Source: an optimization exercise on an open RTL-to-GDS flow (aim: small area). Production flows keep margins and buffers that such runs may drop.
In this exercise RTL edits were held to simulation tests only and were not proved equivalent to the original.

Figure 1. Clock wiring as the flow saved it.
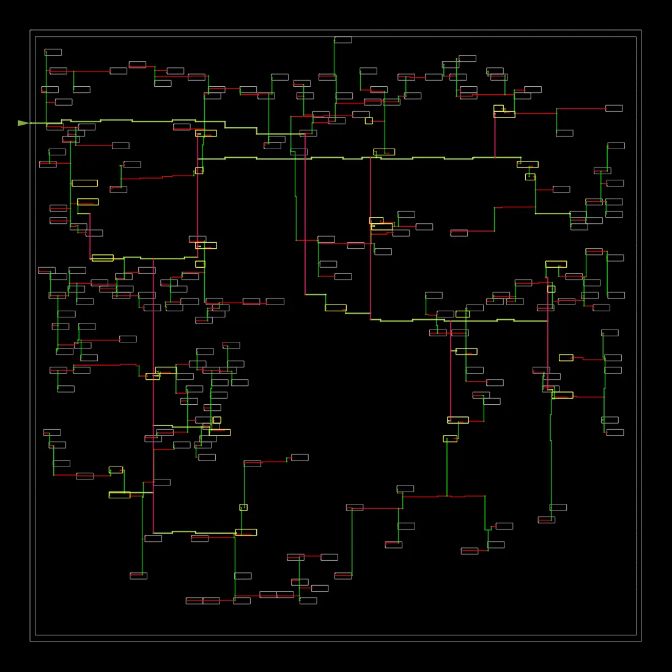
Figure 2. Met3 routing.
(2 px per µm)
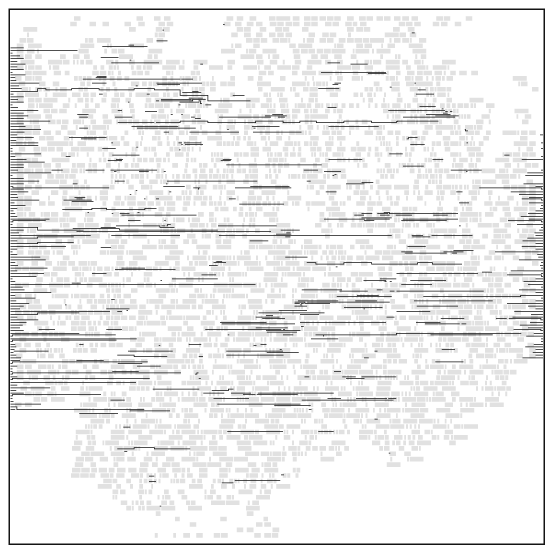
Figure 3. Metal 2.
(1.5 px per µm)
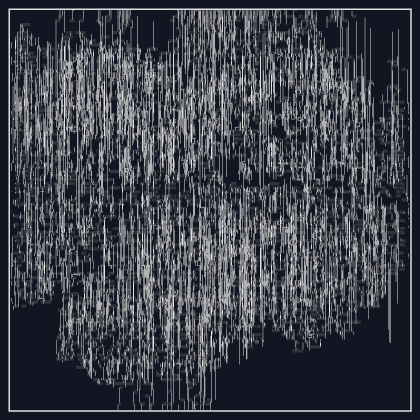
Figure 4. Metal 4.
(2 px per µm)
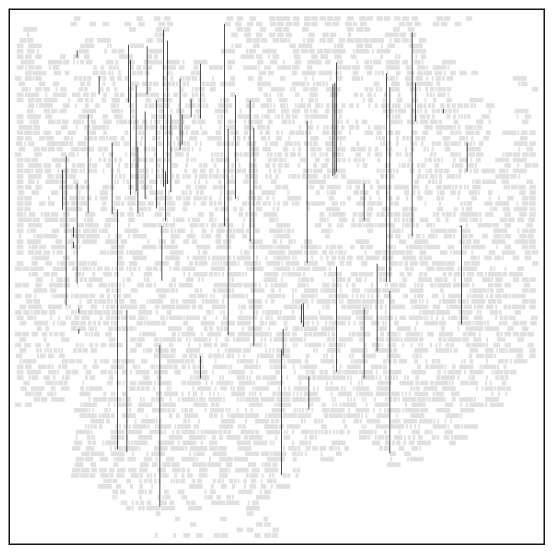
`flow/constraint.sdc`:
```
create_clock -name core_clock -period 7.5 [get_ports {CLK}]
set_input_delay 1.5000 -clock core_clock [delete_from_list [all_inputs] [get_ports {CLK}]]
set_output_delay 1.5000 -clock core_clock [all_outputs]
set_load 0.01 [all_outputs]
```
`flow/design.v`:
```
module ff( clk,en ,rst,D,Q);
parameter width=1;
parameter DREG=0;
parameter RSTTYPE="SYNC";
input clk,rst,en;
input [width-1:0]D;
output [width-1:0]Q;
reg [width-1:0] tmp;
generate
    if(RSTTYPE=="SYNC")
    begin
 always@(posedge clk)
begin
   if(rst)
    tmp<=0;
    else if(en)
    tmp<=D;
   end 
end
else
begin
always@(posedge clk,posedge rst)
begin
   if(rst)
    tmp<=0;
    else if(en)
    tmp<=D; 
   end 
end
   endgenerate
   assign Q = (DREG)? tmp:D;
endmodule
module project_1 (A,B,D,C,CLK,CARRYIN,OPMODE,BCIN,RSTA,RSTB,RSTM,RSTP,RSTC,RSTD,RSTCARRYIN,RSTOPMODE,CEA,CEB,CEM,CEP,CEC,CED,CECARRYIN,CEOPMODE,PCIN,BCOUT,PCOUT,P,M,CARRYOUT,CARRYOUTF);
parameter A0REG=0;
parameter A1REG=1;
parameter B0REG=0;
parameter B1REG=1;
parameter CREG=1;
parameter MREG=1;
parameter DREG=1;
parameter PREG=1;
parameter CARRYINREG=1;
parameter CARRYOUTREG=1;
parameter OPMODEREG=1;
parameter CARRINYSEL="OPMODE5";
parameter B_INPUT = "DIRECT";
parameter RSTTYPE ="SYNC";
input CLK,RSTA,RSTB,RSTM,RSTP,RSTC,RSTD,RSTCARRYIN,RSTOPMODE,CEA,CEB,CEP,CEC,CED,CEM,CARRYIN,CECARRYIN,CEOPMODE;
input [17:0]A,B,D,BCIN;
input [7:0] OPMODE;
input [47:0]C,PCIN;
output [17:0] BCOUT;
output  [47:0] PCOUT,P;
output  CARRYOUT,CARRYOUTF;
output  [35:0] M;
wire [17:0] B_MUX;
wire[17:0] A_REG;
wire[17:0] B_REG;
wire[17:0] D_REG;
wire [47:0] C_REG;
wire [7:0] OPMODE_REG;
wire [17:0] result_REG;
wire [17:0] A_REG2;
wire [35:0] multiply_REG;
wire CARRY_IN_MUX;
wire CARRYIN_REG;
reg [17:0] add_sub;
reg [17:0] result;
reg[35:0] multiply;
reg[47:0] X;
reg [47:0]Z;
reg [47:0] add_sub_2;
reg cout;
assign B_MUX= (B_INPUT == "DIRECT")? B: (B_INPUT == "CASCADE")? BCIN:0;
assign  CARRY_IN_MUX= (CARRINYSEL=="OPMODE5")? OPMODE_REG[5]: (CARRINYSEL=="CARRYIN")?CARRYIN:1'b0;
ff #(.width(18),.DREG(A0REG),.RSTTYPE(RSTTYPE)) A0( CLK,CEA ,RSTA,A,A_REG);
ff #(.width(18),.DREG(B0REG),.RSTTYPE(RSTTYPE)) B0( CLK,CEB ,RSTB,B_MUX,B_REG);
ff #(.width(48),.DREG(CREG),.RSTTYPE(RSTTYPE)) C_ff ( CLK,CEC ,RSTC,C,C_REG);
ff #(.width(18),.DREG(DREG),.RSTTYPE(RSTTYPE)) D_ff( CLK,CED ,RSTD,D,D_REG);
ff #(.width(8),.DREG(OPMODEREG),.RSTTYPE(RSTTYPE)) OPMODE_ff ( CLK,CEOPMODE ,RSTOPMODE,OPMODE,OPMODE_REG);
ff #(.width(18),.DREG(B1REG),.RSTTYPE(RSTTYPE)) B1 ( CLK,CEB ,RSTB,result,result_REG);
ff #(.width(18),.DREG(A1REG),.RSTTYPE(RSTTYPE)) A1( CLK,CEA ,RSTA,A_REG,A_REG2);
ff #(.width(36),.DREG(MREG),.RSTTYPE(RSTTYPE)) M_ff( CLK,CEM ,RSTM,multiply,multiply_REG);
ff #(.width(1),.DREG(CARRYINREG),.RSTTYPE(RSTTYPE)) CARRYIN_ff( CLK,CECARRYIN ,RSTCARRYIN,CARRY_IN_MUX,CARRYIN_REG);
ff #(.width(48),.DREG(PREG),.RSTTYPE(RSTTYPE)) P_ff( CLK,CEP ,RSTP,add_sub_2,P);
ff #(.width(1),.DREG(CARRYOUTREG),.RSTTYPE(RSTTYPE)) CARRYOUT_ff( CLK,CECARRYIN ,RSTCARRYIN,cout,CARRYOUT);
assign CARRYOUTF=CARRYOUT;
assign PCOUT= P;
assign BCOUT= result_REG;
assign M=multiply_REG;
always@(*)
begin
if(!OPMODE_REG[6])
add_sub= D_REG+B_REG;
else
add_sub=D_REG-B_REG;
if(OPMODE_REG[4])
result= add_sub;
else
result= B_REG;
end
always@(*)
begin
    multiply=A_REG2*result_REG;
end
always@ (*)
begin
case(OPMODE_REG[1:0])
2'b00:X=0;
2'b01:X=multiply_REG;
2'b10:X=P;
2'b11:X={D_REG,A_REG2,result_REG};
endcase    
end
always@(*)
begin
    case(OPMODE_REG[3:2])
    2'b00:Z=0;
    2'b01:Z=PCIN;
    2'b10:Z=P;
    2'b11:Z=C_REG;
endcase
end
always@(*)
begin
    if(!OPMODE_REG[7])
 {cout,add_sub_2}= X+Z+CARRYIN_REG;
 else
  {cout,add_sub_2}=Z-(X+CARRYIN_REG);  
end
endmodule
```
`flow/run.sh`:
```
#!/bin/bash
# synth_recipe.tcl (not shown) runs the flow's synth.tcl, then flattens the netlist and writes it again
# the make line also repeats each setting of config.mk as NAME=value (left out here)
make -C /OpenROAD-flow-scripts/flow DESIGN_CONFIG=/design/flow/config.mk WORK_HOME=/design/flow/orfs CLKGATE_MAP_FILE= SYNTH_SCRIPT=/design/flow/synth_recipe.tcl finish
```
`flow/config.mk`:
```
export PLATFORM = sky130hd
export DESIGN_NAME = project_1
export DESIGN_NICKNAME = project_1
export VERILOG_FILES = /design/flow/design.v
export SDC_FILE = /design/flow/constraint.sdc
export NUM_CORES = 4
export LEC_CHECK = 0
export CAP_MARGIN = 20
export CORE_MARGIN = 2
export CORE_UTILIZATION = 40
export SLEW_MARGIN = 20
```
==> results.toml <==
[power_and_ir_drop]
internal_power_mw = 2.69
p_sw_share_pct = 43.4
share_seq_of_total_power_pct = 27.8
p_leak_nw = 15.2
power_frac_comb_pct = 50.2

[grt]
grt_overflow_total = 0
grt_usage_pct = 25.6
grt_pass1_vias = 23219
grt_util_met1_pct = 35.0
antenna_found_initial = 6
met3_usage_pct = 5.08

[die]
rows = 96
die_h_um = 267
dieArea_um2 = 71200
initial_core_util_pct = 40.3

[worst_setup_path]
timing.rr.start = "A1.tmp[5]"
regToRegSetupSlack_ns = 0.44
crit_slowest_cell = "dfxtp_1"
crit_buf_inv = 5
startpoint_type = "register"
cp-endpoint = "M_ff.tmp[31]"
cp_num_cells = 22

[synthesis]
synth-xor-area-share_pct = 4.09
netlist_area_um2 = 27600
synth_top_family_by_area = "adder cells"
ys.flop_type = "dfxtp_1"
synth.distinct_cells = 77
yosys-top-cells-area = "fa_1 19%, dfxtp_1 14%, ha_1 12%"
yosys_warnings = 7
syn_area_per_cell_um2 = 8.24

[placed_design]
dp_hpwl_mm = 72.9
gp_congestion = 0.930
place_ws_ns = 0.444

[job]
maxCapViolCount = 0

[routing]
vias_per_cell = 5.38
drc_errors = 0
antenna_left = 0

[clock_tree]
cts_tree = "built"
post_cts_buffers = 0
cts.clk_slew.worst_paths_ns = 0.09
ctsRootBufferMaster = "clkbuf_16"
cts.sinks = 196

[run_status]
status = "timing/DRC/antenna clean"

[final_layout]
nClkBuffers = 17
layout_common_cells = "459 x inv_1, 318 x clkdlybuf4s50_1, 292 x nand2_1, 275 x nor2_1, 267 x ha_1"
regArea_um2 = 3930
multi_input_area_um2 = 20900
finalInstanceArea_um2 = 32000
drive_gt1_share_pct = 6.06
syn2layout_area_growth_pct = 15.9

[timing]
relSlewSlack_pct = 28.3
period_minus_slack_ns = 7.06
slew_viol_final = 0
Back to the opening pictures, Figure 1:
FF+latch count: 196
Setup Skew: 0.0240 ns
number of CTS-inserted buffers: 17

Back to the opening pictures, Figure 2:
- nets with wire on the layer: 407
- longest straight run: 122 µm
- main direction: horizontal
- wire length on this layer: 6320 µm
- share of all routed wire: 6.9%

Back to the opening pictures, Figure 3:
- main direction: vertical
- longest straight run: 111 µm

Back to the opening pictures, Figure 4:
- wire length on this layer: 2540 µm
- share of all routed wire: 2.8%
- nets with wire on the layer: 47
drt total wl: 91.1 mm
DR vias: 23750

## separate check: timing with driven ports
In the flow no input, the clock included, has a driving cell. The finished layout below was timed again as built, in two steps.
Step 1 sets driving cells, clkbuf_16 on the clock port and buf_2 on the other inputs (assumed; they add their load-dependent delay and slew).
Step 2 moves the port delays by t, midway between the first and last clock arrival at a register: inputs arrive t later, outputs are due t later. That takes back most of the time a late clock gives input paths.
Three values: ideal ports, drivers, drivers and shift; two values: the first two.
shift t [ns]: 0.574
setup slack, ns: 0.440 / 0.440 / 0.440
worst setup path at the end: register to register
After both steps setup and hold are still met in this run. For this run, drivers alone change the setup slack by 0.000 ns; drivers and shift together by 0.000 ns.
